What follows belongs to an exercise in optimizing a design on an open flow for small area; a production flow would make more cautious choices.
In this exercise RTL edits were held to simulation tests only and were not proved equivalent to the original.
Some runs may be left out. An edit can pass the tests and still lose a function that they never use.

==> run_1/sizing.png <==
The bar under the picture is 50 microns long.
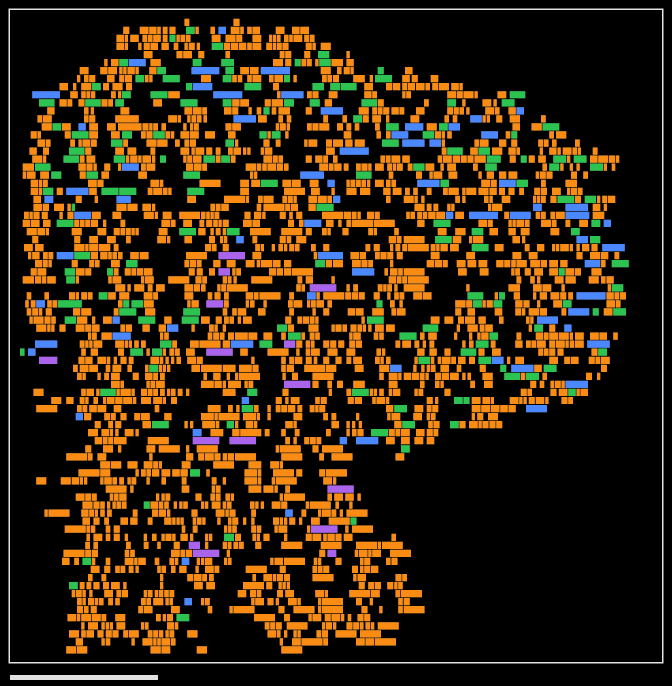
==> run_1/layers.png <==
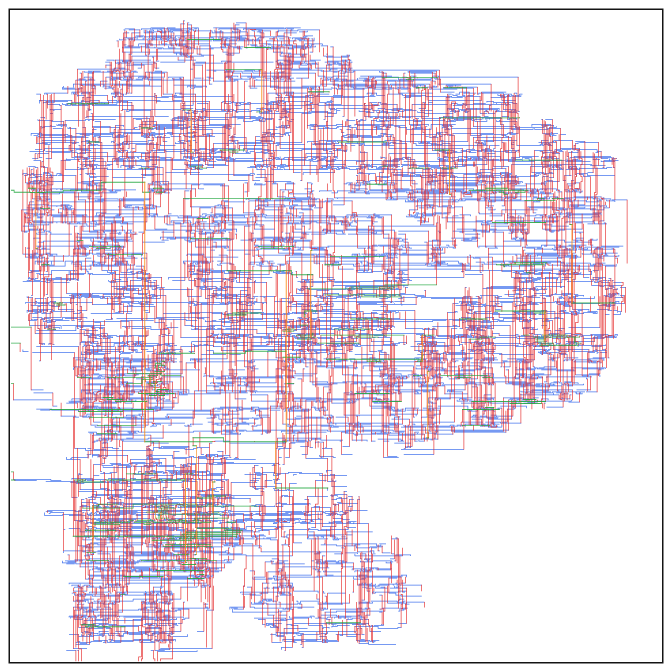
==> run_1/pinout.png <==
The bar under the picture is 50 microns long. Pins as bars across the die edge, other pins in gray.
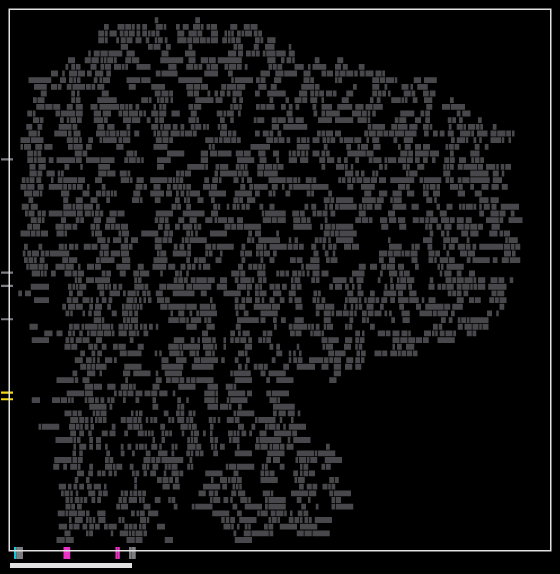
==> run_1/top_view.png <==
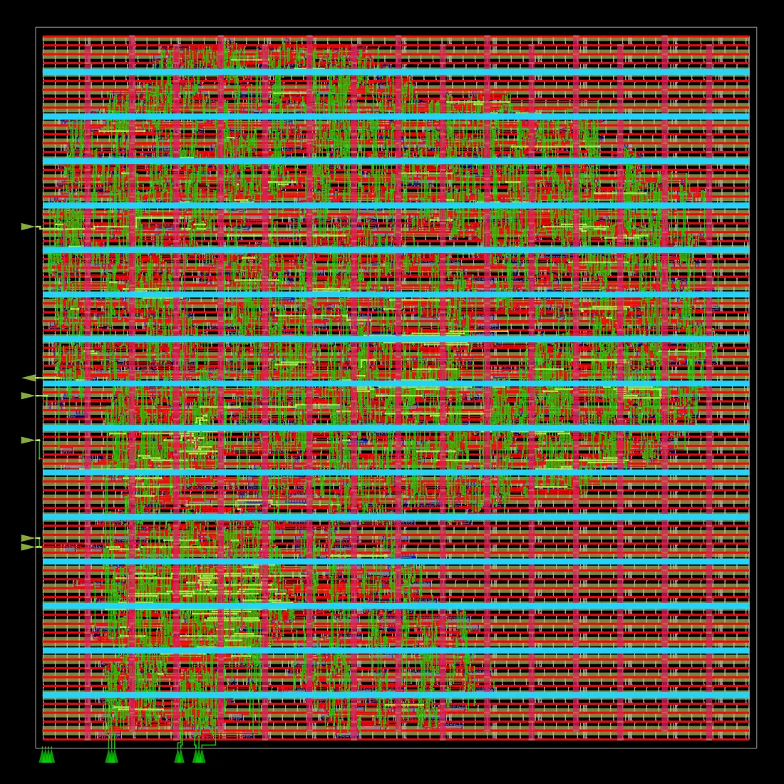
**flow/constraint.sdc**
```tcl
create_clock -name core_clock -period 25.0 [get_ports {clk}]
set_input_delay 5.0000 -clock core_clock [delete_from_list [all_inputs] [get_ports {clk}]]
set_output_delay 5.0000 -clock core_clock [all_outputs]
set_load 0.01 [all_outputs]
```
**flow/run.sh**
```bash
#!/bin/bash
# synth_recipe.tcl (not shown) runs the flow's synth.tcl, then flattens the netlist and writes it again
# the make line also repeats each setting of config.mk as NAME=value (left out here)
make -C /OpenROAD-flow-scripts/flow DESIGN_CONFIG=/design/flow/config.mk WORK_HOME=/design/flow/orfs CLKGATE_MAP_FILE= SYNTH_SCRIPT=/design/flow/synth_recipe.tcl finish
```
**flow/config.mk**
```make
export PLATFORM = sky130hd
export DESIGN_NAME = tx_test
export DESIGN_NICKNAME = tx_test
export VERILOG_FILES = /design/flow/design.v
export SDC_FILE = /design/flow/constraint.sdc
export NUM_CORES = 4
export LEC_CHECK = 0
export CAP_MARGIN = 35
export CORE_MARGIN = 2
export CORE_UTILIZATION = 35
export PLACE_DENSITY = 0.55
export SLEW_MARGIN = 35
```
**flow/design.v**
```verilog
module tx_test(en,clk,future_node,jreset,i_fault,p_block,b_drop,send_msg_fim,send_msg_bpm,send_msg_bdm,su,tx,reset);
input en;
input reset;
input send_msg_fim,send_msg_bpm,send_msg_bdm;
input clk;
input [1:0] su;
input [4:0] future_node;
input jreset;
input i_fault;
input p_block;
input b_drop;
integer count,j;
output reg tx;
reg fim;reg bpm;reg bdm;
reg[7:0] a;
parameter state1=2'b00;
parameter state2=2'b01;
parameter state3=2'b10;
parameter state4=2'b11;
reg [1:0] current_state, next_state;
always @(posedge clk) begin
if (reset) begin
count=0;
current_state=0;
next_state=0;
j=0;
fim=0; bpm=0; bdm=0;
a=0;
tx=1;
end else begin
	case (current_state) 
		state1:tx=1;
		state2:tx=0;
		state3:tx=a[count/434];
		state4:tx=1;
	endcase
if(jreset==1) j=0;
case (j)
0: begin
	case (future_node)
	2: begin
		if (send_msg_fim==1) begin a="F";fim=1; end
		else if (send_msg_bdm==1 && su==0) begin a="B";bdm=1; end
		else if (send_msg_bdm==1 && su==1) begin a="B";bdm=1; end
		else if (send_msg_bdm==1 && su==2) begin a="B";bdm=1; end
		else if (send_msg_bdm==1 && su==3) begin a="B";bdm=1; end
	end
	4: begin
		if (send_msg_fim==1) begin a="F";fim=1; end
		else if (send_msg_bdm==1 && su==0) begin a="B";bdm=1; end
		else if (send_msg_bdm==1 && su==1) begin a="B";bdm=1; end
		else if (send_msg_bdm==1 && su==2) begin a="B";bdm=1; end
		else if (send_msg_bdm==1 && su==3) begin a="B";bdm=1; end
	end
	6: begin
		if (send_msg_fim==1) begin a="F";fim=1; end
		else if (send_msg_bdm==1 && su==0) begin a="B";bdm=1; end
		else if (send_msg_bdm==1 && su==1) begin a="B";bdm=1; end
		else if (send_msg_bdm==1 && su==2) begin a="B";bdm=1; end
		else if (send_msg_bdm==1 && su==3) begin a="B";bdm=1; end
	end
	10: begin
		if (send_msg_bpm==1) begin a="B";bpm=1; end
	end
	11: begin
		if (send_msg_bpm==1) begin a="B";bpm=1; end
	end
	12: begin
		if (send_msg_fim==1) begin a="F";fim=1; end
		else if (send_msg_bdm==1 && su==0) begin a="B";bdm=1; end
		else if (send_msg_bdm==1 && su==1) begin a="B";bdm=1; end
		else if (send_msg_bdm==1 && su==2) begin a="B";bdm=1; end
		else if (send_msg_bdm==1 && su==3) begin a="B";bdm=1; end
	end
	15: begin
		if (send_msg_fim==1) begin a="F";fim=1; end
		else if (send_msg_bdm==1 && su==0) begin a="B";bdm=1; end
		else if (send_msg_bdm==1 && su==1) begin a="B";bdm=1; end
		else if (send_msg_bdm==1 && su==2) begin a="B";bdm=1; end
		else if (send_msg_bdm==1 && su==3) begin a="B";bdm=1; end
	end
	16: begin
		if (send_msg_fim==1) begin a="F";fim=1; end
		else if (send_msg_bdm==1 && su==0) begin a="B";bdm=1; end
		else if (send_msg_bdm==1 && su==1) begin a="B";bdm=1; end
		else if (send_msg_bdm==1 && su==2) begin a="B";bdm=1; end
		else if (send_msg_bdm==1 && su==3) begin a="B";bdm=1; end
	end
	18: begin
		if (send_msg_fim==1) begin a="F";fim=1; end
		else if (send_msg_bdm==1 && su==0) begin a="B";bdm=1; end
		else if (send_msg_bdm==1 && su==1) begin a="B";bdm=1; end
		else if (send_msg_bdm==1 && su==2) begin a="B";bdm=1; end
		else if (send_msg_bdm==1 && su==3) begin a="B";bdm=1; end
	end
	22: begin
		if (send_msg_bpm==1) begin a="B";bpm=1; end
	end
	23: begin
		if (send_msg_bpm==1) begin a="B";bpm=1; end
	end
	24: begin
		if (send_msg_fim==1) begin a="F";fim=1; end
		else if (send_msg_bdm==1 && su==0) begin a="B";bdm=1; end
		else if (send_msg_bdm==1 && su==1) begin a="B";bdm=1; end
		else if (send_msg_bdm==1 && su==2) begin a="B";bdm=1; end
		else if (send_msg_bdm==1 && su==3) begin a="B";bdm=1; end
	end
	27: begin
		if (send_msg_fim==1) begin a="F";fim=1; end
		else if (send_msg_bdm==1 && su==0) begin a="B";bdm=1; end
		else if (send_msg_bdm==1 && su==1) begin a="B";bdm=1; end
		else if (send_msg_bdm==1 && su==2) begin a="B";bdm=1; end
		else if (send_msg_bdm==1 && su==3) begin a="B";bdm=1; end
	end
	28: begin
		if (send_msg_fim==1) begin a="F";fim=1; end
		else if (send_msg_bdm==1 && su==0) begin a="B";bdm=1; end
		else if (send_msg_bdm==1 && su==1) begin a="B";bdm=1; end
		else if (send_msg_bdm==1 && su==2) begin a="B";bdm=1; end
		else if (send_msg_bdm==1 && su==3) begin a="B";bdm=1; end
	end
	default: ;
	endcase
end
1: begin
	case (future_node)
	2: begin
		if (fim==1) begin a="I"; end
		else if (bdm==1 && su==0) begin a="D"; end
		else if (bdm==1 && su==1) begin a="D"; end
		else if (bdm==1 && su==2) begin a="D"; end
		else if (bdm==1 && su==3) begin a="D"; end
	end
	4: begin
		if (fim==1) begin a="I"; end
		else if (bdm==1 && su==0) begin a="D"; end
		else if (bdm==1 && su==1) begin a="D"; end
		else if (bdm==1 && su==2) begin a="D"; end
		else if (bdm==1 && su==3) begin a="D"; end
	end
	6: begin
		if (fim==1) begin a="I"; end
		else if (bdm==1 && su==0) begin a="D"; end
		else if (bdm==1 && su==1) begin a="D"; end
		else if (bdm==1 && su==2) begin a="D"; end
		else if (bdm==1 && su==3) begin a="D"; end
	end
	10: begin
		if (bpm==1) begin a="P"; end
	end
	11: begin
		if (bpm==1) begin a="P"; end
	end
	12: begin
		if (fim==1) begin a="I"; end
		else if (bdm==1 && su==0) begin a="D"; end
		else if (bdm==1 && su==1) begin a="D"; end
		else if (bdm==1 && su==2) begin a="D"; end
		else if (bdm==1 && su==3) begin a="D"; end
	end
	15: begin
		if (fim==1) begin a="I"; end
		else if (bdm==1 && su==0) begin a="D"; end
		else if (bdm==1 && su==1) begin a="D"; end
		else if (bdm==1 && su==2) begin a="D"; end
		else if (bdm==1 && su==3) begin a="D"; end
	end
	16: begin
		if (fim==1) begin a="I"; end
		else if (bdm==1 && su==0) begin a="D"; end
		else if (bdm==1 && su==1) begin a="D"; end
		else if (bdm==1 && su==2) begin a="D"; end
		else if (bdm==1 && su==3) begin a="D"; end
	end
	18: begin
		if (fim==1) begin a="I"; end
		else if (bdm==1 && su==0) begin a="D"; end
		else if (bdm==1 && su==1) begin a="D"; end
		else if (bdm==1 && su==2) begin a="D"; end
		else if (bdm==1 && su==3) begin a="D"; end
	end
	22: begin
		if (bpm==1) begin a="P"; end
	end
	23: begin
		if (bpm==1) begin a="P"; end
	end
	24: begin
		if (fim==1) begin a="I"; end
		else if (bdm==1 && su==0) begin a="D"; end
		else if (bdm==1 && su==1) begin a="D"; end
		else if (bdm==1 && su==2) begin a="D"; end
		else if (bdm==1 && su==3) begin a="D"; end
	end
	27: begin
		if (fim==1) begin a="I"; end
		else if (bdm==1 && su==0) begin a="D"; end
		else if (bdm==1 && su==1) begin a="D"; end
		else if (bdm==1 && su==2) begin a="D"; end
		else if (bdm==1 && su==3) begin a="D"; end
	end
	28: begin
		if (fim==1) begin a="I"; end
		else if (bdm==1 && su==0) begin a="D"; end
		else if (bdm==1 && su==1) begin a="D"; end
		else if (bdm==1 && su==2) begin a="D"; end
		else if (bdm==1 && su==3) begin a="D"; end
	end
	default: ;
	endcase
end
2: begin
	case (future_node)
	2: begin
		if (fim==1) begin a="M"; end
		else if (bdm==1 && su==0) begin a="M"; end
		else if (bdm==1 && su==1) begin a="M"; end
		else if (bdm==1 && su==2) begin a="M"; end
		else if (bdm==1 && su==3) begin a="M"; end
	end
	4: begin
		if (fim==1) begin a="M"; end
		else if (bdm==1 && su==0) begin a="M"; end
		else if (bdm==1 && su==1) begin a="M"; end
		else if (bdm==1 && su==2) begin a="M"; end
		else if (bdm==1 && su==3) begin a="M"; end
	end
	6: begin
		if (fim==1) begin a="M"; end
		else if (bdm==1 && su==0) begin a="M"; end
		else if (bdm==1 && su==1) begin a="M"; end
		else if (bdm==1 && su==2) begin a="M"; end
		else if (bdm==1 && su==3) begin a="M"; end
	end
	10: begin
		if (bpm==1) begin a="M"; end
	end
	11: begin
		if (bpm==1) begin a="M"; end
	end
	12: begin
		if (fim==1) begin a="M"; end
		else if (bdm==1 && su==0) begin a="M"; end
		else if (bdm==1 && su==1) begin a="M"; end
		else if (bdm==1 && su==2) begin a="M"; end
		else if (bdm==1 && su==3) begin a="M"; end
	end
	15: begin
		if (fim==1) begin a="M"; end
		else if (bdm==1 && su==0) begin a="M"; end
		else if (bdm==1 && su==1) begin a="M"; end
		else if (bdm==1 && su==2) begin a="M"; end
		else if (bdm==1 && su==3) begin a="M"; end
	end
	16: begin
		if (fim==1) begin a="M"; end
		else if (bdm==1 && su==0) begin a="M"; end
		else if (bdm==1 && su==1) begin a="M"; end
		else if (bdm==1 && su==2) begin a="M"; end
		else if (bdm==1 && su==3) begin a="M"; end
	end
	18: begin
		if (fim==1) begin a="M"; end
		else if (bdm==1 && su==0) begin a="M"; end
		else if (bdm==1 && su==1) begin a="M"; end
		else if (bdm==1 && su==2) begin a="M"; end
		else if (bdm==1 && su==3) begin a="M"; end
	end
	22: begin
		if (bpm==1) begin a="M"; end
	end
	23: begin
		if (bpm==1) begin a="M"; end
	end
	24: begin
		if (fim==1) begin a="M"; end
		else if (bdm==1 && su==0) begin a="M"; end
		else if (bdm==1 && su==1) begin a="M"; end
		else if (bdm==1 && su==2) begin a="M"; end
		else if (bdm==1 && su==3) begin a="M"; end
	end
	27: begin
		if (fim==1) begin a="M"; end
		else if (bdm==1 && su==0) begin a="M"; end
		else if (bdm==1 && su==1) begin a="M"; end
		else if (bdm==1 && su==2) begin a="M"; end
		else if (bdm==1 && su==3) begin a="M"; end
	end
	28: begin
		if (fim==1) begin a="M"; end
		else if (bdm==1 && su==0) begin a="M"; end
		else if (bdm==1 && su==1) begin a="M"; end
		else if (bdm==1 && su==2) begin a="M"; end
		else if (bdm==1 && su==3) begin a="M"; end
	end
	default: ;
	endcase
end
3: begin
	case (future_node)
	2: begin
		if (fim==1) begin a="-"; end
		else if (bdm==1 && su==0) begin a="-"; end
		else if (bdm==1 && su==1) begin a="-"; end
		else if (bdm==1 && su==2) begin a="-"; end
		else if (bdm==1 && su==3) begin a="-"; end
	end
	4: begin
		if (fim==1) begin a="-"; end
		else if (bdm==1 && su==0) begin a="-"; end
		else if (bdm==1 && su==1) begin a="-"; end
		else if (bdm==1 && su==2) begin a="-"; end
		else if (bdm==1 && su==3) begin a="-"; end
	end
	6: begin
		if (fim==1) begin a="-"; end
		else if (bdm==1 && su==0) begin a="-"; end
		else if (bdm==1 && su==1) begin a="-"; end
		else if (bdm==1 && su==2) begin a="-"; end
		else if (bdm==1 && su==3) begin a="-"; end
	end
	10: begin
		if (bpm==1) begin a="-"; end
	end
	11: begin
		if (bpm==1) begin a="-"; end
	end
	12: begin
		if (fim==1) begin a="-"; end
		else if (bdm==1 && su==0) begin a="-"; end
		else if (bdm==1 && su==1) begin a="-"; end
		else if (bdm==1 && su==2) begin a="-"; end
		else if (bdm==1 && su==3) begin a="-"; end
	end
	15: begin
		if (fim==1) begin a="-"; end
		else if (bdm==1 && su==0) begin a="-"; end
		else if (bdm==1 && su==1) begin a="-"; end
		else if (bdm==1 && su==2) begin a="-"; end
		else if (bdm==1 && su==3) begin a="-"; end
	end
	16: begin
		if (fim==1) begin a="-"; end
		else if (bdm==1 && su==0) begin a="-"; end
		else if (bdm==1 && su==1) begin a="-"; end
		else if (bdm==1 && su==2) begin a="-"; end
		else if (bdm==1 && su==3) begin a="-"; end
	end
	18: begin
		if (fim==1) begin a="-"; end
		else if (bdm==1 && su==0) begin a="-"; end
		else if (bdm==1 && su==1) begin a="-"; end
		else if (bdm==1 && su==2) begin a="-"; end
		else if (bdm==1 && su==3) begin a="-"; end
	end
	22: begin
		if (bpm==1) begin a="-"; end
	end
	23: begin
		if (bpm==1) begin a="-"; end
	end
	24: begin
		if (fim==1) begin a="-"; end
		else if (bdm==1 && su==0) begin a="-"; end
		else if (bdm==1 && su==1) begin a="-"; end
		else if (bdm==1 && su==2) begin a="-"; end
		else if (bdm==1 && su==3) begin a="-"; end
	end
	27: begin
		if (fim==1) begin a="-"; end
		else if (bdm==1 && su==0) begin a="-"; end
		else if (bdm==1 && su==1) begin a="-"; end
		else if (bdm==1 && su==2) begin a="-"; end
		else if (bdm==1 && su==3) begin a="-"; end
	end
	28: begin
		if (fim==1) begin a="-"; end
		else if (bdm==1 && su==0) begin a="-"; end
		else if (bdm==1 && su==1) begin a="-"; end
		else if (bdm==1 && su==2) begin a="-"; end
		else if (bdm==1 && su==3) begin a="-"; end
	end
	default: ;
	endcase
end
4: begin
	case (future_node)
	2: begin
		if (fim==1) begin a="C"; end
		else if (bdm==1 && su==0) begin a="C"; end
		else if (bdm==1 && su==1) begin a="C"; end
		else if (bdm==1 && su==2) begin a="C"; end
		else if (bdm==1 && su==3) begin a="C"; end
	end
	4: begin
		if (fim==1) begin a="C"; end
		else if (bdm==1 && su==0) begin a="C"; end
		else if (bdm==1 && su==1) begin a="C"; end
		else if (bdm==1 && su==2) begin a="C"; end
		else if (bdm==1 && su==3) begin a="C"; end
	end
	6: begin
		if (fim==1) begin a="C"; end
		else if (bdm==1 && su==0) begin a="C"; end
		else if (bdm==1 && su==1) begin a="C"; end
		else if (bdm==1 && su==2) begin a="C"; end
		else if (bdm==1 && su==3) begin a="C"; end
	end
	10: begin
		if (bpm==1) begin a="S"; end
	end
	11: begin
		if (bpm==1) begin a="S"; end
	end
	12: begin
		if (fim==1) begin a="R"; end
		else if (bdm==1 && su==0) begin a="R"; end
		else if (bdm==1 && su==1) begin a="R"; end
		else if (bdm==1 && su==2) begin a="R"; end
		else if (bdm==1 && su==3) begin a="R"; end
	end
	15: begin
		if (fim==1) begin a="R"; end
		else if (bdm==1 && su==0) begin a="R"; end
		else if (bdm==1 && su==1) begin a="R"; end
		else if (bdm==1 && su==2) begin a="R"; end
		else if (bdm==1 && su==3) begin a="R"; end
	end
	16: begin
		if (fim==1) begin a="R"; end
		else if (bdm==1 && su==0) begin a="R"; end
		else if (bdm==1 && su==1) begin a="R"; end
		else if (bdm==1 && su==2) begin a="R"; end
		else if (bdm==1 && su==3) begin a="R"; end
	end
	18: begin
		if (fim==1) begin a="R"; end
		else if (bdm==1 && su==0) begin a="R"; end
		else if (bdm==1 && su==1) begin a="R"; end
		else if (bdm==1 && su==2) begin a="R"; end
		else if (bdm==1 && su==3) begin a="R"; end
	end
	22: begin
		if (bpm==1) begin a="S"; end
	end
	23: begin
		if (bpm==1) begin a="S"; end
	end
	24: begin
		if (fim==1) begin a="E"; end
		else if (bdm==1 && su==0) begin a="E"; end
		else if (bdm==1 && su==1) begin a="E"; end
		else if (bdm==1 && su==2) begin a="E"; end
		else if (bdm==1 && su==3) begin a="E"; end
	end
	27: begin
		if (fim==1) begin a="E"; end
		else if (bdm==1 && su==0) begin a="E"; end
		else if (bdm==1 && su==1) begin a="E"; end
		else if (bdm==1 && su==2) begin a="E"; end
		else if (bdm==1 && su==3) begin a="E"; end
	end
	28: begin
		if (fim==1) begin a="E"; end
		else if (bdm==1 && su==0) begin a="E"; end
		else if (bdm==1 && su==1) begin a="E"; end
		else if (bdm==1 && su==2) begin a="E"; end
		else if (bdm==1 && su==3) begin a="E"; end
	end
	default: ;
	endcase
end
5: begin
	case (future_node)
	2: begin
		if (fim==1) begin a="S"; end
		else if (bdm==1 && su==0) begin a="S"; end
		else if (bdm==1 && su==1) begin a="S"; end
		else if (bdm==1 && su==2) begin a="S"; end
		else if (bdm==1 && su==3) begin a="S"; end
	end
	4: begin
		if (fim==1) begin a="S"; end
		else if (bdm==1 && su==0) begin a="S"; end
		else if (bdm==1 && su==1) begin a="S"; end
		else if (bdm==1 && su==2) begin a="S"; end
		else if (bdm==1 && su==3) begin a="S"; end
	end
	6: begin
		if (fim==1) begin a="S"; end
		else if (bdm==1 && su==0) begin a="S"; end
		else if (bdm==1 && su==1) begin a="S"; end
		else if (bdm==1 && su==2) begin a="S"; end
		else if (bdm==1 && su==3) begin a="S"; end
	end
	10: begin
		if (bpm==1) begin a="U"; end
	end
	11: begin
		if (bpm==1) begin a="U"; end
	end
	12: begin
		if (fim==1) begin a="S"; end
		else if (bdm==1 && su==0) begin a="S"; end
		else if (bdm==1 && su==1) begin a="S"; end
		else if (bdm==1 && su==2) begin a="S"; end
		else if (bdm==1 && su==3) begin a="S"; end
	end
	15: begin
		if (fim==1) begin a="S"; end
		else if (bdm==1 && su==0) begin a="S"; end
		else if (bdm==1 && su==1) begin a="S"; end
		else if (bdm==1 && su==2) begin a="S"; end
		else if (bdm==1 && su==3) begin a="S"; end
	end
	16: begin
		if (fim==1) begin a="S"; end
		else if (bdm==1 && su==0) begin a="S"; end
		else if (bdm==1 && su==1) begin a="S"; end
		else if (bdm==1 && su==2) begin a="S"; end
		else if (bdm==1 && su==3) begin a="S"; end
	end
	18: begin
		if (fim==1) begin a="S"; end
		else if (bdm==1 && su==0) begin a="S"; end
		else if (bdm==1 && su==1) begin a="S"; end
		else if (bdm==1 && su==2) begin a="S"; end
		else if (bdm==1 && su==3) begin a="S"; end
	end
	22: begin
		if (bpm==1) begin a="U"; end
	end
	23: begin
		if (bpm==1) begin a="U"; end
	end
	24: begin
		if (fim==1) begin a="S"; end
		else if (bdm==1 && su==0) begin a="S"; end
		else if (bdm==1 && su==1) begin a="S"; end
		else if (bdm==1 && su==2) begin a="S"; end
		else if (bdm==1 && su==3) begin a="S"; end
	end
	27: begin
		if (fim==1) begin a="S"; end
		else if (bdm==1 && su==0) begin a="S"; end
		else if (bdm==1 && su==1) begin a="S"; end
		else if (bdm==1 && su==2) begin a="S"; end
		else if (bdm==1 && su==3) begin a="S"; end
	end
	28: begin
		if (fim==1) begin a="S"; end
		else if (bdm==1 && su==0) begin a="S"; end
		else if (bdm==1 && su==1) begin a="S"; end
		else if (bdm==1 && su==2) begin a="S"; end
		else if (bdm==1 && su==3) begin a="S"; end
	end
	default: ;
	endcase
end
6: begin
	case (future_node)
	2: begin
		if (fim==1) begin a="U"; end
		else if (bdm==1 && su==0) begin a="U"; end
		else if (bdm==1 && su==1) begin a="U"; end
		else if (bdm==1 && su==2) begin a="U"; end
		else if (bdm==1 && su==3) begin a="U"; end
	end
	4: begin
		if (fim==1) begin a="U"; end
		else if (bdm==1 && su==0) begin a="U"; end
		else if (bdm==1 && su==1) begin a="U"; end
		else if (bdm==1 && su==2) begin a="U"; end
		else if (bdm==1 && su==3) begin a="U"; end
	end
	6: begin
		if (fim==1) begin a="U"; end
		else if (bdm==1 && su==0) begin a="U"; end
		else if (bdm==1 && su==1) begin a="U"; end
		else if (bdm==1 && su==2) begin a="U"; end
		else if (bdm==1 && su==3) begin a="U"; end
	end
	10: begin
		if (bpm==1) begin a="-"; end
	end
	11: begin
		if (bpm==1) begin a="-"; end
	end
	12: begin
		if (fim==1) begin a="U"; end
		else if (bdm==1 && su==0) begin a="U"; end
		else if (bdm==1 && su==1) begin a="U"; end
		else if (bdm==1 && su==2) begin a="U"; end
		else if (bdm==1 && su==3) begin a="U"; end
	end
	15: begin
		if (fim==1) begin a="U"; end
		else if (bdm==1 && su==0) begin a="U"; end
		else if (bdm==1 && su==1) begin a="U"; end
		else if (bdm==1 && su==2) begin a="U"; end
		else if (bdm==1 && su==3) begin a="U"; end
	end
	16: begin
		if (fim==1) begin a="U"; end
		else if (bdm==1 && su==0) begin a="U"; end
		else if (bdm==1 && su==1) begin a="U"; end
		else if (bdm==1 && su==2) begin a="U"; end
		else if (bdm==1 && su==3) begin a="U"; end
	end
	18: begin
		if (fim==1) begin a="U"; end
		else if (bdm==1 && su==0) begin a="U"; end
		else if (bdm==1 && su==1) begin a="U"; end
		else if (bdm==1 && su==2) begin a="U"; end
		else if (bdm==1 && su==3) begin a="U"; end
	end
	22: begin
		if (bpm==1) begin a="-"; end
	end
	23: begin
		if (bpm==1) begin a="-"; end
	end
	24: begin
		if (fim==1) begin a="U"; end
		else if (bdm==1 && su==0) begin a="U"; end
		else if (bdm==1 && su==1) begin a="U"; end
		else if (bdm==1 && su==2) begin a="U"; end
		else if (bdm==1 && su==3) begin a="U"; end
	end
	27: begin
		if (fim==1) begin a="U"; end
		else if (bdm==1 && su==0) begin a="U"; end
		else if (bdm==1 && su==1) begin a="U"; end
		else if (bdm==1 && su==2) begin a="U"; end
		else if (bdm==1 && su==3) begin a="U"; end
	end
	28: begin
		if (fim==1) begin a="U"; end
		else if (bdm==1 && su==0) begin a="U"; end
		else if (bdm==1 && su==1) begin a="U"; end
		else if (bdm==1 && su==2) begin a="U"; end
		else if (bdm==1 && su==3) begin a="U"; end
	end
	default: ;
	endcase
end
7: begin
	case (future_node)
	2: begin
		if (fim==1) begin a="1"; end
		else if (bdm==1 && su==0) begin a="1"; end
		else if (bdm==1 && su==1) begin a="1"; end
		else if (bdm==1 && su==2) begin a="1"; end
		else if (bdm==1 && su==3) begin a="1"; end
	end
	4: begin
		if (fim==1) begin a="2"; end
		else if (bdm==1 && su==0) begin a="2"; end
		else if (bdm==1 && su==1) begin a="2"; end
		else if (bdm==1 && su==2) begin a="2"; end
		else if (bdm==1 && su==3) begin a="2"; end
	end
	6: begin
		if (fim==1) begin a="3"; end
		else if (bdm==1 && su==0) begin a="3"; end
		else if (bdm==1 && su==1) begin a="3"; end
		else if (bdm==1 && su==2) begin a="3"; end
		else if (bdm==1 && su==3) begin a="3"; end
	end
	10: begin
		if (bpm==1) begin a="B"; end
	end
	11: begin
		if (bpm==1) begin a="B"; end
	end
	12: begin
		if (fim==1) begin a="4"; end
		else if (bdm==1 && su==0) begin a="4"; end
		else if (bdm==1 && su==1) begin a="4"; end
		else if (bdm==1 && su==2) begin a="4"; end
		else if (bdm==1 && su==3) begin a="4"; end
	end
	15: begin
		if (fim==1) begin a="3"; end
		else if (bdm==1 && su==0) begin a="3"; end
		else if (bdm==1 && su==1) begin a="3"; end
		else if (bdm==1 && su==2) begin a="3"; end
		else if (bdm==1 && su==3) begin a="3"; end
	end
	16: begin
		if (fim==1) begin a="2"; end
		else if (bdm==1 && su==0) begin a="2"; end
		else if (bdm==1 && su==1) begin a="2"; end
		else if (bdm==1 && su==2) begin a="2"; end
		else if (bdm==1 && su==3) begin a="2"; end
	end
	18: begin
		if (fim==1) begin a="1"; end
		else if (bdm==1 && su==0) begin a="1"; end
		else if (bdm==1 && su==1) begin a="1"; end
		else if (bdm==1 && su==2) begin a="1"; end
		else if (bdm==1 && su==3) begin a="1"; end
	end
	22: begin
		if (bpm==1) begin a="B"; end
	end
	23: begin
		if (bpm==1) begin a="B"; end
	end
	24: begin
		if (fim==1) begin a="3"; end
		else if (bdm==1 && su==0) begin a="3"; end
		else if (bdm==1 && su==1) begin a="3"; end
		else if (bdm==1 && su==2) begin a="3"; end
		else if (bdm==1 && su==3) begin a="3"; end
	end
	27: begin
		if (fim==1) begin a="2"; end
		else if (bdm==1 && su==0) begin a="2"; end
		else if (bdm==1 && su==1) begin a="2"; end
		else if (bdm==1 && su==2) begin a="2"; end
		else if (bdm==1 && su==3) begin a="2"; end
	end
	28: begin
		if (fim==1) begin a="1"; end
		else if (bdm==1 && su==0) begin a="1"; end
		else if (bdm==1 && su==1) begin a="1"; end
		else if (bdm==1 && su==2) begin a="1"; end
		else if (bdm==1 && su==3) begin a="1"; end
	end
	default: ;
	endcase
end
8: begin
	case (future_node)
	2: begin
		if (fim==1) begin a="-"; end
		else if (bdm==1 && su==0) begin a="-"; end
		else if (bdm==1 && su==1) begin a="-"; end
		else if (bdm==1 && su==2) begin a="-"; end
		else if (bdm==1 && su==3) begin a="-"; end
	end
	4: begin
		if (fim==1) begin a="-"; end
		else if (bdm==1 && su==0) begin a="-"; end
		else if (bdm==1 && su==1) begin a="-"; end
		else if (bdm==1 && su==2) begin a="-"; end
		else if (bdm==1 && su==3) begin a="-"; end
	end
	6: begin
		if (fim==1) begin a="-"; end
		else if (bdm==1 && su==0) begin a="-"; end
		else if (bdm==1 && su==1) begin a="-"; end
		else if (bdm==1 && su==2) begin a="-"; end
		else if (bdm==1 && su==3) begin a="-"; end
	end
	10: begin
		if (bpm==1) begin a="2"; end
	end
	11: begin
		if (bpm==1) begin a="4"; end
	end
	12: begin
		if (fim==1) begin a="-"; end
		else if (bdm==1 && su==0) begin a="-"; end
		else if (bdm==1 && su==1) begin a="-"; end
		else if (bdm==1 && su==2) begin a="-"; end
		else if (bdm==1 && su==3) begin a="-"; end
	end
	15: begin
		if (fim==1) begin a="-"; end
		else if (bdm==1 && su==0) begin a="-"; end
		else if (bdm==1 && su==1) begin a="-"; end
		else if (bdm==1 && su==2) begin a="-"; end
		else if (bdm==1 && su==3) begin a="-"; end
	end
	16: begin
		if (fim==1) begin a="-"; end
		else if (bdm==1 && su==0) begin a="-"; end
		else if (bdm==1 && su==1) begin a="-"; end
		else if (bdm==1 && su==2) begin a="-"; end
		else if (bdm==1 && su==3) begin a="-"; end
	end
	18: begin
		if (fim==1) begin a="-"; end
		else if (bdm==1 && su==0) begin a="-"; end
		else if (bdm==1 && su==1) begin a="-"; end
		else if (bdm==1 && su==2) begin a="-"; end
		else if (bdm==1 && su==3) begin a="-"; end
	end
	22: begin
		if (bpm==1) begin a="1"; end
	end
	23: begin
		if (bpm==1) begin a="3"; end
	end
	24: begin
		if (fim==1) begin a="-"; end
		else if (bdm==1 && su==0) begin a="-"; end
		else if (bdm==1 && su==1) begin a="-"; end
		else if (bdm==1 && su==2) begin a="-"; end
		else if (bdm==1 && su==3) begin a="-"; end
	end
	27: begin
		if (fim==1) begin a="-"; end
		else if (bdm==1 && su==0) begin a="-"; end
		else if (bdm==1 && su==1) begin a="-"; end
		else if (bdm==1 && su==2) begin a="-"; end
		else if (bdm==1 && su==3) begin a="-"; end
	end
	28: begin
		if (fim==1) begin a="-"; end
		else if (bdm==1 && su==0) begin a="-"; end
		else if (bdm==1 && su==1) begin a="-"; end
		else if (bdm==1 && su==2) begin a="-"; end
		else if (bdm==1 && su==3) begin a="-"; end
	end
	default: ;
	endcase
end
9: begin
	case (future_node)
	2: begin
		if (fim==1) begin a="#"; end
		else if (bdm==1 && su==0) begin a="B"; end
		else if (bdm==1 && su==1) begin a="B"; end
		else if (bdm==1 && su==2) begin a="B"; end
		else if (bdm==1 && su==3) begin a="B"; end
	end
	4: begin
		if (fim==1) begin a="#"; end
		else if (bdm==1 && su==0) begin a="B"; end
		else if (bdm==1 && su==1) begin a="B"; end
		else if (bdm==1 && su==2) begin a="B"; end
		else if (bdm==1 && su==3) begin a="B"; end
	end
	6: begin
		if (fim==1) begin a="#"; end
		else if (bdm==1 && su==0) begin a="B"; end
		else if (bdm==1 && su==1) begin a="B"; end
		else if (bdm==1 && su==2) begin a="B"; end
		else if (bdm==1 && su==3) begin a="B"; end
	end
	10: begin
		if (bpm==1) begin a="-"; end
	end
	11: begin
		if (bpm==1) begin a="-"; end
	end
	12: begin
		if (fim==1) begin a="#"; end
		else if (bdm==1 && su==0) begin a="B"; end
		else if (bdm==1 && su==1) begin a="B"; end
		else if (bdm==1 && su==2) begin a="B"; end
		else if (bdm==1 && su==3) begin a="B"; end
	end
	15: begin
		if (fim==1) begin a="#"; end
		else if (bdm==1 && su==0) begin a="B"; end
		else if (bdm==1 && su==1) begin a="B"; end
		else if (bdm==1 && su==2) begin a="B"; end
		else if (bdm==1 && su==3) begin a="B"; end
	end
	16: begin
		if (fim==1) begin a="#"; end
		else if (bdm==1 && su==0) begin a="B"; end
		else if (bdm==1 && su==1) begin a="B"; end
		else if (bdm==1 && su==2) begin a="B"; end
		else if (bdm==1 && su==3) begin a="B"; end
	end
	18: begin
		if (fim==1) begin a="#"; end
		else if (bdm==1 && su==0) begin a="B"; end
		else if (bdm==1 && su==1) begin a="B"; end
		else if (bdm==1 && su==2) begin a="B"; end
		else if (bdm==1 && su==3) begin a="B"; end
	end
	22: begin
		if (bpm==1) begin a="-"; end
	end
	23: begin
		if (bpm==1) begin a="-"; end
	end
	24: begin
		if (fim==1) begin a="#"; end
		else if (bdm==1 && su==0) begin a="B"; end
		else if (bdm==1 && su==1) begin a="B"; end
		else if (bdm==1 && su==2) begin a="B"; end
		else if (bdm==1 && su==3) begin a="B"; end
	end
	27: begin
		if (fim==1) begin a="#"; end
		else if (bdm==1 && su==0) begin a="B"; end
		else if (bdm==1 && su==1) begin a="B"; end
		else if (bdm==1 && su==2) begin a="B"; end
		else if (bdm==1 && su==3) begin a="B"; end
	end
	28: begin
		if (fim==1) begin a="#"; end
		else if (bdm==1 && su==0) begin a="B"; end
		else if (bdm==1 && su==1) begin a="B"; end
		else if (bdm==1 && su==2) begin a="B"; end
		else if (bdm==1 && su==3) begin a="B"; end
	end
	default: ;
	endcase
end
10: begin
	case (future_node)
	2: begin
		if (fim==1) begin fim=0;bpm=0;bdm=0; end
		else if (bdm==1 && su==0) begin a="1"; end
		else if (bdm==1 && su==1) begin a="2"; end
		else if (bdm==1 && su==2) begin a="3"; end
		else if (bdm==1 && su==3) begin a="4"; end
	end
	4: begin
		if (fim==1) begin fim=0;bpm=0;bdm=0; end
		else if (bdm==1 && su==0) begin a="1"; end
		else if (bdm==1 && su==1) begin a="2"; end
		else if (bdm==1 && su==2) begin a="3"; end
		else if (bdm==1 && su==3) begin a="4"; end
	end
	6: begin
		if (fim==1) begin fim=0;bpm=0;bdm=0; end
		else if (bdm==1 && su==0) begin a="1"; end
		else if (bdm==1 && su==1) begin a="2"; end
		else if (bdm==1 && su==2) begin a="3"; end
		else if (bdm==1 && su==3) begin a="4"; end
	end
	10: begin
		if (bpm==1) begin a="#"; end
	end
	11: begin
		if (bpm==1) begin a="#"; end
	end
	12: begin
		if (fim==1) begin fim=0;bpm=0;bdm=0; end
		else if (bdm==1 && su==0) begin a="1"; end
		else if (bdm==1 && su==1) begin a="2"; end
		else if (bdm==1 && su==2) begin a="3"; end
		else if (bdm==1 && su==3) begin a="4"; end
	end
	15: begin
		if (fim==1) begin fim=0;bpm=0;bdm=0; end
		else if (bdm==1 && su==0) begin a="1"; end
		else if (bdm==1 && su==1) begin a="2"; end
		else if (bdm==1 && su==2) begin a="3"; end
		else if (bdm==1 && su==3) begin a="4"; end
	end
	16: begin
		if (fim==1) begin fim=0;bpm=0;bdm=0; end
		else if (bdm==1 && su==0) begin a="1"; end
		else if (bdm==1 && su==1) begin a="2"; end
		else if (bdm==1 && su==2) begin a="3"; end
		else if (bdm==1 && su==3) begin a="4"; end
	end
	18: begin
		if (fim==1) begin fim=0;bpm=0;bdm=0; end
		else if (bdm==1 && su==0) begin a="1"; end
		else if (bdm==1 && su==1) begin a="2"; end
		else if (bdm==1 && su==2) begin a="3"; end
		else if (bdm==1 && su==3) begin a="4"; end
	end
	22: begin
		if (bpm==1) begin a="#"; end
	end
	23: begin
		if (bpm==1) begin a="#"; end
	end
	24: begin
		if (fim==1) begin fim=0;bpm=0;bdm=0; end
		else if (bdm==1 && su==0) begin a="1"; end
		else if (bdm==1 && su==1) begin a="2"; end
		else if (bdm==1 && su==2) begin a="3"; end
		else if (bdm==1 && su==3) begin a="4"; end
	end
	27: begin
		if (fim==1) begin fim=0;bpm=0;bdm=0; end
		else if (bdm==1 && su==0) begin a="1"; end
		else if (bdm==1 && su==1) begin a="2"; end
		else if (bdm==1 && su==2) begin a="3"; end
		else if (bdm==1 && su==3) begin a="4"; end
	end
	28: begin
		if (fim==1) begin fim=0;bpm=0;bdm=0; end
		else if (bdm==1 && su==0) begin a="1"; end
		else if (bdm==1 && su==1) begin a="2"; end
		else if (bdm==1 && su==2) begin a="3"; end
		else if (bdm==1 && su==3) begin a="4"; end
	end
	default: ;
	endcase
end
11: begin
	case (future_node)
	2: begin
		if (bdm==1 && su==0) begin a="-"; end
		else if (bdm==1 && su==1) begin a="-"; end
		else if (bdm==1 && su==2) begin a="-"; end
		else if (bdm==1 && su==3) begin a="-"; end
	end
	4: begin
		if (bdm==1 && su==0) begin a="-"; end
		else if (bdm==1 && su==1) begin a="-"; end
		else if (bdm==1 && su==2) begin a="-"; end
		else if (bdm==1 && su==3) begin a="-"; end
	end
	6: begin
		if (bdm==1 && su==0) begin a="-"; end
		else if (bdm==1 && su==1) begin a="-"; end
		else if (bdm==1 && su==2) begin a="-"; end
		else if (bdm==1 && su==3) begin a="-"; end
	end
	10: begin
		if (bpm==1) begin fim=0;bpm=0;bdm=0; end
	end
	11: begin
		if (bpm==1) begin fim=0;bpm=0;bdm=0; end
	end
	12: begin
		if (bdm==1 && su==0) begin a="-"; end
		else if (bdm==1 && su==1) begin a="-"; end
		else if (bdm==1 && su==2) begin a="-"; end
		else if (bdm==1 && su==3) begin a="-"; end
	end
	15: begin
		if (bdm==1 && su==0) begin a="-"; end
		else if (bdm==1 && su==1) begin a="-"; end
		else if (bdm==1 && su==2) begin a="-"; end
		else if (bdm==1 && su==3) begin a="-"; end
	end
	16: begin
		if (bdm==1 && su==0) begin a="-"; end
		else if (bdm==1 && su==1) begin a="-"; end
		else if (bdm==1 && su==2) begin a="-"; end
		else if (bdm==1 && su==3) begin a="-"; end
	end
	18: begin
		if (bdm==1 && su==0) begin a="-"; end
		else if (bdm==1 && su==1) begin a="-"; end
		else if (bdm==1 && su==2) begin a="-"; end
		else if (bdm==1 && su==3) begin a="-"; end
	end
	22: begin
		if (bpm==1) begin fim=0;bpm=0;bdm=0; end
	end
	23: begin
		if (bpm==1) begin fim=0;bpm=0;bdm=0; end
	end
	24: begin
		if (bdm==1 && su==0) begin a="-"; end
		else if (bdm==1 && su==1) begin a="-"; end
		else if (bdm==1 && su==2) begin a="-"; end
		else if (bdm==1 && su==3) begin a="-"; end
	end
	27: begin
		if (bdm==1 && su==0) begin a="-"; end
		else if (bdm==1 && su==1) begin a="-"; end
		else if (bdm==1 && su==2) begin a="-"; end
		else if (bdm==1 && su==3) begin a="-"; end
	end
	28: begin
		if (bdm==1 && su==0) begin a="-"; end
		else if (bdm==1 && su==1) begin a="-"; end
		else if (bdm==1 && su==2) begin a="-"; end
		else if (bdm==1 && su==3) begin a="-"; end
	end
	default: ;
	endcase
end
12: begin
	case (future_node)
	2: begin
		if (bdm==1 && su==0) begin a="#"; end
		else if (bdm==1 && su==1) begin a="#"; end
		else if (bdm==1 && su==2) begin a="#"; end
		else if (bdm==1 && su==3) begin a="#"; end
	end
	4: begin
		if (bdm==1 && su==0) begin a="#"; end
		else if (bdm==1 && su==1) begin a="#"; end
		else if (bdm==1 && su==2) begin a="#"; end
		else if (bdm==1 && su==3) begin a="#"; end
	end
	6: begin
		if (bdm==1 && su==0) begin a="#"; end
		else if (bdm==1 && su==1) begin a="#"; end
		else if (bdm==1 && su==2) begin a="#"; end
		else if (bdm==1 && su==3) begin a="#"; end
	end
	12: begin
		if (bdm==1 && su==0) begin a="#"; end
		else if (bdm==1 && su==1) begin a="#"; end
		else if (bdm==1 && su==2) begin a="#"; end
		else if (bdm==1 && su==3) begin a="#"; end
	end
	15: begin
		if (bdm==1 && su==0) begin a="#"; end
		else if (bdm==1 && su==1) begin a="#"; end
		else if (bdm==1 && su==2) begin a="#"; end
		else if (bdm==1 && su==3) begin a="#"; end
	end
	16: begin
		if (bdm==1 && su==0) begin a="#"; end
		else if (bdm==1 && su==1) begin a="#"; end
		else if (bdm==1 && su==2) begin a="#"; end
		else if (bdm==1 && su==3) begin a="#"; end
	end
	18: begin
		if (bdm==1 && su==0) begin a="#"; end
		else if (bdm==1 && su==1) begin a="#"; end
		else if (bdm==1 && su==2) begin a="#"; end
		else if (bdm==1 && su==3) begin a="#"; end
	end
	24: begin
		if (bdm==1 && su==0) begin a="#"; end
		else if (bdm==1 && su==1) begin a="#"; end
		else if (bdm==1 && su==2) begin a="#"; end
		else if (bdm==1 && su==3) begin a="#"; end
	end
	27: begin
		if (bdm==1 && su==0) begin a="#"; end
		else if (bdm==1 && su==1) begin a="#"; end
		else if (bdm==1 && su==2) begin a="#"; end
		else if (bdm==1 && su==3) begin a="#"; end
	end
	28: begin
		if (bdm==1 && su==0) begin a="#"; end
		else if (bdm==1 && su==1) begin a="#"; end
		else if (bdm==1 && su==2) begin a="#"; end
		else if (bdm==1 && su==3) begin a="#"; end
	end
	default: ;
	endcase
end
13: begin
	case (future_node)
	2: begin
		if (bdm==1 && su==0) begin fim=0;bpm=0;bdm=0; end
		else if (bdm==1 && su==1) begin fim=0;bpm=0;bdm=0; end
		else if (bdm==1 && su==2) begin fim=0;bpm=0;bdm=0; end
		else if (bdm==1 && su==3) begin fim=0;bpm=0;bdm=0; end
	end
	4: begin
		if (bdm==1 && su==0) begin fim=0;bpm=0;bdm=0; end
		else if (bdm==1 && su==1) begin fim=0;bpm=0;bdm=0; end
		else if (bdm==1 && su==2) begin fim=0;bpm=0;bdm=0; end
		else if (bdm==1 && su==3) begin fim=0;bpm=0;bdm=0; end
	end
	6: begin
		if (bdm==1 && su==0) begin fim=0;bpm=0;bdm=0; end
		else if (bdm==1 && su==1) begin fim=0;bpm=0;bdm=0; end
		else if (bdm==1 && su==2) begin fim=0;bpm=0;bdm=0; end
		else if (bdm==1 && su==3) begin fim=0;bpm=0;bdm=0; end
	end
	12: begin
		if (bdm==1 && su==0) begin fim=0;bpm=0;bdm=0; end
		else if (bdm==1 && su==1) begin fim=0;bpm=0;bdm=0; end
		else if (bdm==1 && su==2) begin fim=0;bpm=0;bdm=0; end
		else if (bdm==1 && su==3) begin fim=0;bpm=0;bdm=0; end
	end
	15: begin
		if (bdm==1 && su==0) begin fim=0;bpm=0;bdm=0; end
		else if (bdm==1 && su==1) begin fim=0;bpm=0;bdm=0; end
		else if (bdm==1 && su==2) begin fim=0;bpm=0;bdm=0; end
		else if (bdm==1 && su==3) begin fim=0;bpm=0;bdm=0; end
	end
	16: begin
		if (bdm==1 && su==0) begin fim=0;bpm=0;bdm=0; end
		else if (bdm==1 && su==1) begin fim=0;bpm=0;bdm=0; end
		else if (bdm==1 && su==2) begin fim=0;bpm=0;bdm=0; end
		else if (bdm==1 && su==3) begin fim=0;bpm=0;bdm=0; end
	end
	18: begin
		if (bdm==1 && su==0) begin fim=0;bpm=0;bdm=0; end
		else if (bdm==1 && su==1) begin fim=0;bpm=0;bdm=0; end
		else if (bdm==1 && su==2) begin fim=0;bpm=0;bdm=0; end
		else if (bdm==1 && su==3) begin fim=0;bpm=0;bdm=0; end
	end
	24: begin
		if (bdm==1 && su==0) begin fim=0;bpm=0;bdm=0; end
		else if (bdm==1 && su==1) begin fim=0;bpm=0;bdm=0; end
		else if (bdm==1 && su==2) begin fim=0;bpm=0;bdm=0; end
		else if (bdm==1 && su==3) begin fim=0;bpm=0;bdm=0; end
	end
	27: begin
		if (bdm==1 && su==0) begin fim=0;bpm=0;bdm=0; end
		else if (bdm==1 && su==1) begin fim=0;bpm=0;bdm=0; end
		else if (bdm==1 && su==2) begin fim=0;bpm=0;bdm=0; end
		else if (bdm==1 && su==3) begin fim=0;bpm=0;bdm=0; end
	end
	28: begin
		if (bdm==1 && su==0) begin fim=0;bpm=0;bdm=0; end
		else if (bdm==1 && su==1) begin fim=0;bpm=0;bdm=0; end
		else if (bdm==1 && su==2) begin fim=0;bpm=0;bdm=0; end
		else if (bdm==1 && su==3) begin fim=0;bpm=0;bdm=0; end
	end
	default: ;
	endcase
end
default: ;
endcase
		case (current_state)
		state1:begin
			if (fim==1||bpm==1||bdm==1)begin  next_state=state2;
					count=0;
				end
			else next_state=state1;
			end
		state2:begin
			count=count+1;
			if (count==434) begin next_state=state3;count=0; end
			else next_state=state2;
			end
		state3:begin
			count=count+1;
			if (count==3472) begin next_state=state4;count=0; end
			else next_state=state3;
			end
		state4:begin
			count=count+1;
			if (count==434) begin next_state=state1;count=0; j=j+1;  end
			else next_state=state4;
			end
		endcase
	current_state=next_state;
end
end
endmodule
```
==> impl_metrics.toml, run 1 <==
[outcome]
status = "timing/DRC/antenna clean"

[flow_run]
cap_violations = 0

[cells_and_area]
fill_cells = 4832
final-clk-cell-share = 0.0177
inv_count = 36
nNetsFinal = 2223
multi_input_area_share = 0.823
buf_share = 0.0148
clockBufferCount = 9
flops_and_latches = 78
antennaDiodeCount = 0
multi_input_gates = 2035
multi_input_area_sq_um = 14000
stdcell_count = 2802

[grt]
grt_pass1_wl_mm = 79.6
antenna_found_initial = 0
grt_busiest_layer = "met2"
grtUsageMet3 = 0.0162
use_met2 = 0.308
grt_pass1_vias = 15800
met1_usage = 0.282

[clock_tree]
cts.sinks = 78
cts.htree.levels = 3
cts_root_buf = "clkbuf_16"
insertion_delay_ps = 360
cts_buffers = 9
cts_tree = "done"
clockBufferDepth = 2

[yosys]
synth-seq-area-share = 0.0953
yosys_warnings = 1
syn_nets = 2313
synthCells = 2280
yosysTopAreaCell = "dfxtp_1"
avgSynthCellArea_sq_um = 7.19
ys_seq_elements = 78
synthTopCellsByCount = "nor2_1 (224), nand2_1 (209), a21oi_1 (172), o21ai_0 (134), xnor2_1 (101)"
synth_cell_types = 167
synth_top_cell_area_share = 0.0953
synthTopCellsByArea = "dfxtp_1 (9.5%), xnor2_1 (5.4%), a21oi_1 (5.3%)"
yosysMostFrequentCell = "nor2_1"
synth_edf_count = 0

[place]
preCtsSetupSlack_ps = 1690
dpl.hpwl_mm = 35.7
place_area_sq_um = 16600

[drt]
wl_met1_mm = 24.5
drcViolationCount = 0
ant_nets = 0
drtIter0Drc = 1571
wl_met2_mm = 21.6

[min_path]
worstHoldStart = "a[7]$_SDFFE_PP0P_"
hold_path.class = "flip-flop to flip-flop"
holdPathStages = 2

[sta]
fmaxAchievable_mhz = 43.0
holdWs_ps = 452
setup_violations = 0
hold_viol = 0
tightestPinTransition_ps = 968
min_period_over_period = 0.929
slew-limit-headroom = 0.352
final.min_clock_period_ps = 23230

[worst_setup_path]
cp_max_fo = 24
cp-start-kind = "flip-flop"
crit_family = "compound AO/OA/AOI/OAI gates"
crit_path_max_incr_delay_ps = 640
reg2reg_depth = 74
cp.arrival_ps = 23470
crit_type = "flip-flop to flip-flop"
critPathSlowestCell = "a2111oi_0"
reg2reg_slack_ps = 1770

[floorplanning]
core-area_sq_um = 46400
n_tap_cell = 607
-- sizing.png (at the start) --
- blue: x3 and x4 (cells 71; share 3.2%)
- green: x2 (cells 163; share 7.4%)
- orange: x1 and smaller (cells 1946; share 89%)
- purple: x6 and larger (cells 15; share 0.68%)
P&R area growth vs syn: 4.02%
fin area: 17100 sq um
fin worst setup slack: 1770 ps
nonclk buf count: 30

-- layers.png (at the start) --
- blue: M1 (wire length 24.5 mm)
- orange: M4 (wire length 427 microns)
- green: M3 (wire length 1890 microns)
- red: M2 (wire length 21.6 mm)
vias after detailed routing: 17.4k
WL per Instance: 17.3 microns
total wire length: 48.3 mm
GRT Util Overall: 0.192

-- pinout.png (at the start) --
- magenta: future_node (pins 5; direction input; edge bottom)
- yellow: su (pins 2; direction input; edge left)
- cyan: b_drop (pins 1; direction input; edge bottom)
- all pins by edge: 12 bottom, 6 left
die span in x: 220 microns
Die Y-Extent: 220 microns
port bufs: 13

-- top_view.png (at the start) --
Final Core Density: 0.368
I/O pins: 18

run 1: state kept, by name, indices dropped and copies added, names as in the netlist:
name / cells
j: 32
count: 32
a: 8
tx: 1
fim: 1
bdm: 1
current_state: 2
bpm: 1
run 1: cell families after synthesis:
family / count (synthesis) / share of synthesized area
muxes: 55 / 0.0376
buffers and inverters: 168 / 0.0563
AOI/OAI and AO/OA: 843 / 0.388
DFF: 78 / 0.0953
adders and majority gates: 36 / 0.0248
xor gates and xnor gates: 165 / 0.0969
and+or+nand+nor: 935 / 0.301
run 1: repair_timing:
action                     CTS  global route
hold buffers                 0             0
gates resized for setup      0             4
setup endpoints to repair    0             1
setup buffers                0             0
hold endpoints to repair     0             0
run 1: cell usage in the layout, fill, tap and decap left out, types with 12 or more instances in the layout:
cell type        netlist  final
nor2_1               224    224
nand2_1              209    209
a21oi_1              172    171
o21ai_0              134    134
xnor2_1              101     94
dfxtp_1               78     78
nand3_1               77     77
nor3_1                76     75
a31oi_1               54     54
xor2_1                48     47
and3_1                47     47
and2_1                39     38
or3_1                 36     36
mux2i_1               35     35
o31ai_1               34     33
inv_1                 30     30
a211oi_1              30     30
o21ai_1               30     30
nand4_1               29     29
o211ai_1              25     25
a21o_1                23     23
nor2b_1               21     21
nand2b_1              21     21
nor4_1                22     21
o22ai_1               20     20
nand3b_1              18     18
or4_1                 17     17
a22oi_1               17     17
maj3_1                17     17
buf_4                 25     17
ha_1                  16     16
xnor2_2                9     15
o21a_1                14     14
or2_2                 13     13
mux2_2                13     13
o2111ai_1             12     12
o221ai_1              12     12
clkdlybuf4s50_1        0     12
run 1: worst max-delay path by stage:
stage                               start            end  slack, ps  cells after the start
detailed placement  count[1]$_SDFFE_PP0P_  tx$_SDFF_PP1_       1690                     74
finish              count[0]$_SDFFE_PP0P_  tx$_SDFF_PP1_       1770                     74
global placement    count[1]$_SDFFE_PP0P_  tx$_SDFF_PP1_       1880                     73
floorplan           count[0]$_SDFFE_PP0P_  tx$_SDFF_PP1_       6000                     77
global route        count[1]$_SDFFE_PP0P_  tx$_SDFF_PP1_        160                     74
CTS                 count[0]$_SDFFE_PP0P_  tx$_SDFF_PP1_       1530                     74
==> run_1/m2.png <==
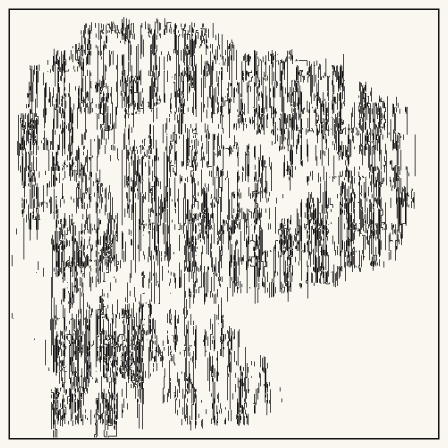

==> run 1 -> run 2 <==
==> flow/design.v (replaced) <==
module tx_test(en,clk,future_node,jreset,i_fault,p_block,b_drop,send_msg_fim,send_msg_bpm,send_msg_bdm,su,tx,reset);
input en;
input reset;
input send_msg_fim,send_msg_bpm,send_msg_bdm;
input clk;
input [1:0] su;
input [4:0] future_node;
input jreset;
input i_fault;
input p_block;
input b_drop;
output reg tx;
reg [5:0] a;
reg fim, bdm, bpm;   
reg [3:0] j;         
reg [3:0] s;         
reg [8:0] c;         
wire idle = (s == 4'd1);
wire term = (c == 9'd182);    
reg isF, isP;
always @* begin
	isF = 1'b0; isP = 1'b0;
	case (future_node)
	5'd2, 5'd4, 5'd6, 5'd12, 5'd15, 5'd16, 5'd18, 5'd24, 5'd27, 5'd28: isF = 1'b1;
	5'd10, 5'd11, 5'd22, 5'd23: isP = 1'b1;
	default: ;
	endcase
end
wire n2 = future_node == 5'd2, n4 = future_node == 5'd4, n6 = future_node == 5'd6;
wire n12 = future_node == 5'd12, n15 = future_node == 5'd15, n16 = future_node == 5'd16;
wire n18 = future_node == 5'd18, n24 = future_node == 5'd24, n27 = future_node == 5'd27;
wire n28 = future_node == 5'd28;
wire n10 = future_node == 5'd10, n11 = future_node == 5'd11, n22 = future_node == 5'd22;
wire [7:0] ch4 = (n2 | n4 | n6) ? "C" : (n24 | n27 | n28) ? "E" : "R";
wire [7:0] ch7 = (n2 | n18 | n28) ? "1" : (n4 | n16 | n27) ? "2" : n12 ? "4" : "3";
wire [7:0] ch8 = n10 ? "2" : n11 ? "4" : n22 ? "1" : "3";
wire [7:0] chn = {5'b00110, su[1] & su[0], su[1] ^ su[0], ~su[0]};
wire [3:0] jj = jreset ? 4'd0 : j;
reg [7:0] an;
reg ld, clr, sfim, sbdm, sbpm;
always @* begin
	an = 8'h00; ld = 1'b0; clr = 1'b0;
	sfim = 1'b0; sbdm = 1'b0; sbpm = 1'b0;
	if (isF) begin
		case (jj)
		4'd0: if (send_msg_fim) begin an = "F"; ld = 1'b1; sfim = 1'b1; end
		      else if (send_msg_bdm) begin an = "B"; ld = 1'b1; sbdm = 1'b1; end
		4'd1: if (fim) begin an = "I"; ld = 1'b1; end
		      else if (bdm) begin an = "D"; ld = 1'b1; end
		4'd2: begin an = "M"; ld = fim | bdm; end
		4'd3: begin an = "-"; ld = fim | bdm; end
		4'd4: begin an = ch4; ld = fim | bdm; end
		4'd5: begin an = "S"; ld = fim | bdm; end
		4'd6: begin an = "U"; ld = fim | bdm; end
		4'd7: begin an = ch7; ld = fim | bdm; end
		4'd8: begin an = "-"; ld = fim | bdm; end
		4'd9: if (fim) begin an = "#"; ld = 1'b1; end
		      else if (bdm) begin an = "B"; ld = 1'b1; end
		4'd10: if (fim) clr = 1'b1;
		       else if (bdm) begin an = chn; ld = 1'b1; end
		4'd11: begin an = "-"; ld = bdm; end
		4'd12: begin an = "#"; ld = bdm; end
		4'd13: clr = bdm;
		default: ;
		endcase
	end
	if (isP) begin
		case (jj)
		4'd0: begin an = "B"; ld = send_msg_bpm; sbpm = send_msg_bpm; end
		4'd1: begin an = "P"; ld = bpm; end
		4'd2: begin an = "M"; ld = bpm; end
		4'd3: begin an = "-"; ld = bpm; end
		4'd4: begin an = "S"; ld = bpm; end
		4'd5: begin an = "U"; ld = bpm; end
		4'd6: begin an = "-"; ld = bpm; end
		4'd7: begin an = "B"; ld = bpm; end
		4'd8: begin an = ch8; ld = bpm; end
		4'd9: begin an = "-"; ld = bpm; end
		4'd10: begin an = "#"; ld = bpm; end
		4'd11: clr = bpm;
		default: ;
		endcase
	end
end
wire fim_n = ~clr & (fim | sfim);
wire bdm_n = ~clr & (bdm | sbdm);
wire bpm_n = ~clr & (bpm | sbpm);
wire go = fim_n | bdm_n | bpm_n;
wire jall = &jj;
wire [3:0] jinc = {jj[3] | (jj[2] & jj[1] & jj[0]), (jj[2] ^ (jj[1] & jj[0])) | jall,
	(jj[1] ^ jj[0]) | jall, ~jj[0] | jall};
wire [3:0] snext = {s[3] ^ (s[2] & s[1] & s[0]), s[2] ^ (s[1] & s[0]), s[1] ^ s[0], ~s[0]};
wire [7:0] af = {1'b0, a[5], ~a[5], a[4:0]};
wire txn = s[3] ? af[s[2:0]] : (s != 4'd7);
always @(posedge clk) begin
	if (reset) begin
		tx <= 1'b1;
		s <= 4'd1;
		j <= 4'd0;
		fim <= 1'b0; bdm <= 1'b0; bpm <= 1'b0;
	end else begin
		tx <= txn;
		fim <= fim_n; bdm <= bdm_n; bpm <= bpm_n;
		if (idle) begin
			if (go) s <= 4'd7;
		end else if (term) s <= snext;
		if (term && s == 4'd0) j <= jinc;
		else j <= jj;
	end
	if (ld) a <= {an[6], an[4:0]};
	if (idle | term) c <= 9'd0;
	else c <= {c[7:0], ~(c[8] ^ c[4])};
end
endmodule
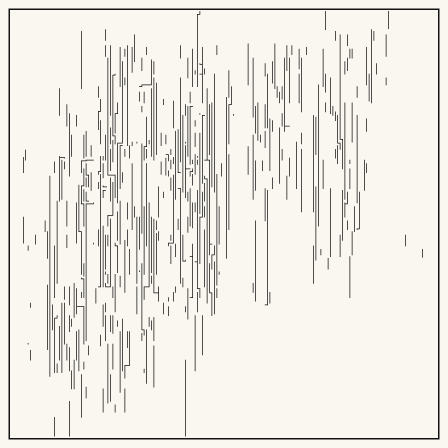
(run_2/m2.png)
- nets with wire on the layer: 216
- main direction: vertical
met2 usage: 0.243
total wire length: 4.72 mm

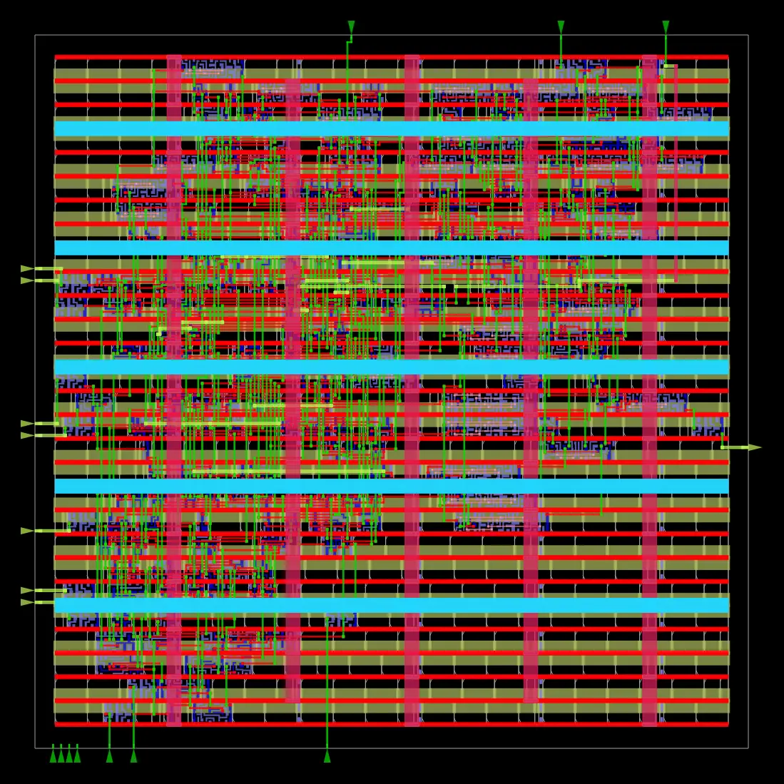
(run_2/top_view.png)
row cnt: 28
fin area: 2240 sq um
non-filler cells, final: 324
Die ar.: 6630 sq um
die span in x: 81.4 microns

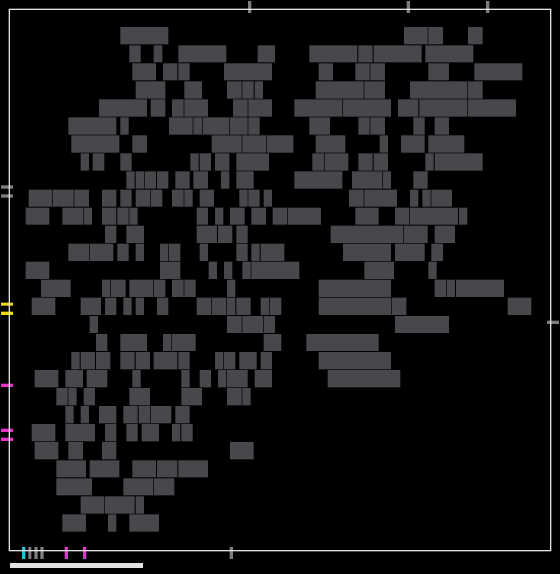
(run_2/pinout.png)
The bar under the picture is 20 microns long. Pins as bars across the die edge, other pins in gray.
- yellow: su (pins 2; direction input; edge left)
- cyan: b_drop (pins 1; direction input; edge bottom)
- magenta: future_node (pins 5; direction input; edge 3 left, 2 bottom)
Die Y-Extent: 81.4 microns

==> impl_metrics.toml, run 2 <==
[drt]
ant_nets = 0
drcViolationCount = 0
vias = 1810
drtIter0Drc = 74
wl_per_cell_microns = 14.6

[worst_setup_path]
reg2reg_slack_ps = 22460
cp.arrival_ps = 7380
cp-start-kind = "primary input"
cp_max_fo = 7
reg2reg_depth = 5
crit_type = "primary input to flip-flop"
critPathLaunch = "future_node[1]"

[sta]
slew-limit-headroom = 0.521
min_period_over_period = 0.299
final.min_clock_period_ps = 7460
hold_viol = 0
fmaxAchievable_mhz = 134
setup_violations = 0

[yosys]
synth_edf_count = 6
syn_nets = 273
synthTopCellsByArea = "dfxtp_1 (20%), edfxtp_1 (8.6%), o21ai_0 (5.5%)"
yosysMostFrequentCell = "o21ai_0"
yosys_warnings = 1
yosysTopAreaCell = "dfxtp_1"
ys_seq_elements = 27
synthTopCellsByCount = "o21ai_0 (23), dfxtp_1 (21), nor2_1 (20), inv_1 (15), nand2_1 (15)"
synthCells = 248
synth-seq-area-share = 0.286
avgSynthCellArea_sq_um = 8.46
synth_cell_types = 70

[min_path]
worstHoldStart = "c[3]$_SDFF_PP0_"
holdPathStages = 1

[clock_tree]
postCtsSetupRepairBufs = 0
cts_root_buf = "clkbuf_8"
cts_resized = 0
cts.sinks = 27
cts_buffers = 3
cts.htree.levels = 1
cts_tree = "done"
cts_hold_buffers = 0
clockBufferDepth = 2
insertion_delay_ps = 270

[grt]
track_usage = 0.149
antenna_found_initial = 0
grtUsageMet3 = 0.0244
met1_usage = 0.211
grt_pass1_wl_mm = 7.75
grt_busiest_layer = "met2"
grt_pass1_vias = 1580

[cells_and_area]
fill_cells = 609
largest_reg_flops = 9
area_growth_pct = 7.04
antennaDiodeCount = 0
mostFrequentLayoutCell = "o21ai_0"

[outcome]
status = "timing/DRC/antenna clean"

[place]
io_buffers = 13
dpl.hpwl_mm = 3.54

[flow_run]
cap_violations = 0

[floorplanning]
io_pins = 18
core-area_sq_um = 5850
==> run 2: worst max-delay path by stage <==
| stage | slack [ps] | cells after the start | end |
|---|---|---|---|
| after global placement | 17200 | 9 | a[0]$_DFFE_PP_ |
| after detailed placement | 17220 | 9 | a[0]$_DFFE_PP_ |
| final | 17540 | 9 | a[0]$_DFFE_PP_ |
| after CTS | 17510 | 9 | a[0]$_DFFE_PP_ |
| after floorplan | 18150 | 8 | a[0]$_DFFE_PP_ |
| after global routing | 17380 | 9 | a[5]$_DFFE_PP_ |
==> run 2: cells by family after synthesis <==
family          synth area share
mux                       0.0418
compound gates             0.243
xor+xnor                  0.0125
flops                      0.286
buf+inv                   0.0901
fa+ha+maj                 0.0477
simple gates               0.278
==> run 2: final cells by class <==
cell class / instances / share of cell area
multi-input cells: 189 / 0.582
flip-flops and latches: 27 / 0.268
repair buffers: 14 / 0.0613
well taps: 75 / 0.0418
inverters: 15 / 0.0251
clock buffers: 3 / 0.0184
clock inverters: 1 / 0.00334
==> run 2: critical path, cell delays in order <==
cell and delay [ps]:
clkdlybuf4s50_1 540, inv_1 80, ha_1 270, mux2_4 270, o211ai_2 150, o31ai_2 150, inv_1 140, o21ai_1 190
o22ai_1 570
==> run 2: layer usage <==
| layer | wire length (microns) | up-vias |
|---|---|---|
| met3 | 155 | 2 |
| met5 | 0 | - |
| met2 | 2240 | 39 |
| met4 | 24 | 0 |
| li1 | - | 926 |
| met1 | 2310 | 843 |
==> run 2: per-stage QoR <==
stage	util	instances	hold slack (ps)	cell area, sq um	setup WS [ps]
after global routing	0.384	324	468	2240	17380
after global placement	0.375	320	434	2200	17200
after CTS	0.384	324	457	2240	17510
after floorplan	-	248	420	2100	18150
final	0.384	324	453	2240	17540
after detailed placement	0.375	320	439	2200	17220

==> afterwards: timing with drivers on the ports <==
The results above use ideal ports. As a check the final layouts listed here were re-extracted and re-timed, cells and wires unchanged.
Step 1 sets driving cells, clkbuf_16 on the clock port and buf_2 on the other inputs (assumed; they add their load-dependent delay and slew).
Step 2 also shifts input and output timing later by t, the mid clock arrival at the registers, as if the neighbouring blocks saw the same clock.
Slacks: ideal ports / drivers / drivers and shift; pairs: ideal ports / drivers.
run | t, ns | setup WS [ns] | worst setup path at the end | worst register clock-pin slew, ns | cell pins on the clock port's net
run 1 | 0.408 | 1.767 / 1.767 / 1.767 | register to register | 0.08 / 0.08 | 1
run 2 | 0.294 | 17.537 / 17.540 / 17.246 | input to register | 0.09 / 0.09 | 1
After both steps setup and hold are still met in every run listed. For run 2, which loses most, drivers alone change the setup slack by +0.003 ns; drivers and shift together by -0.291 ns.
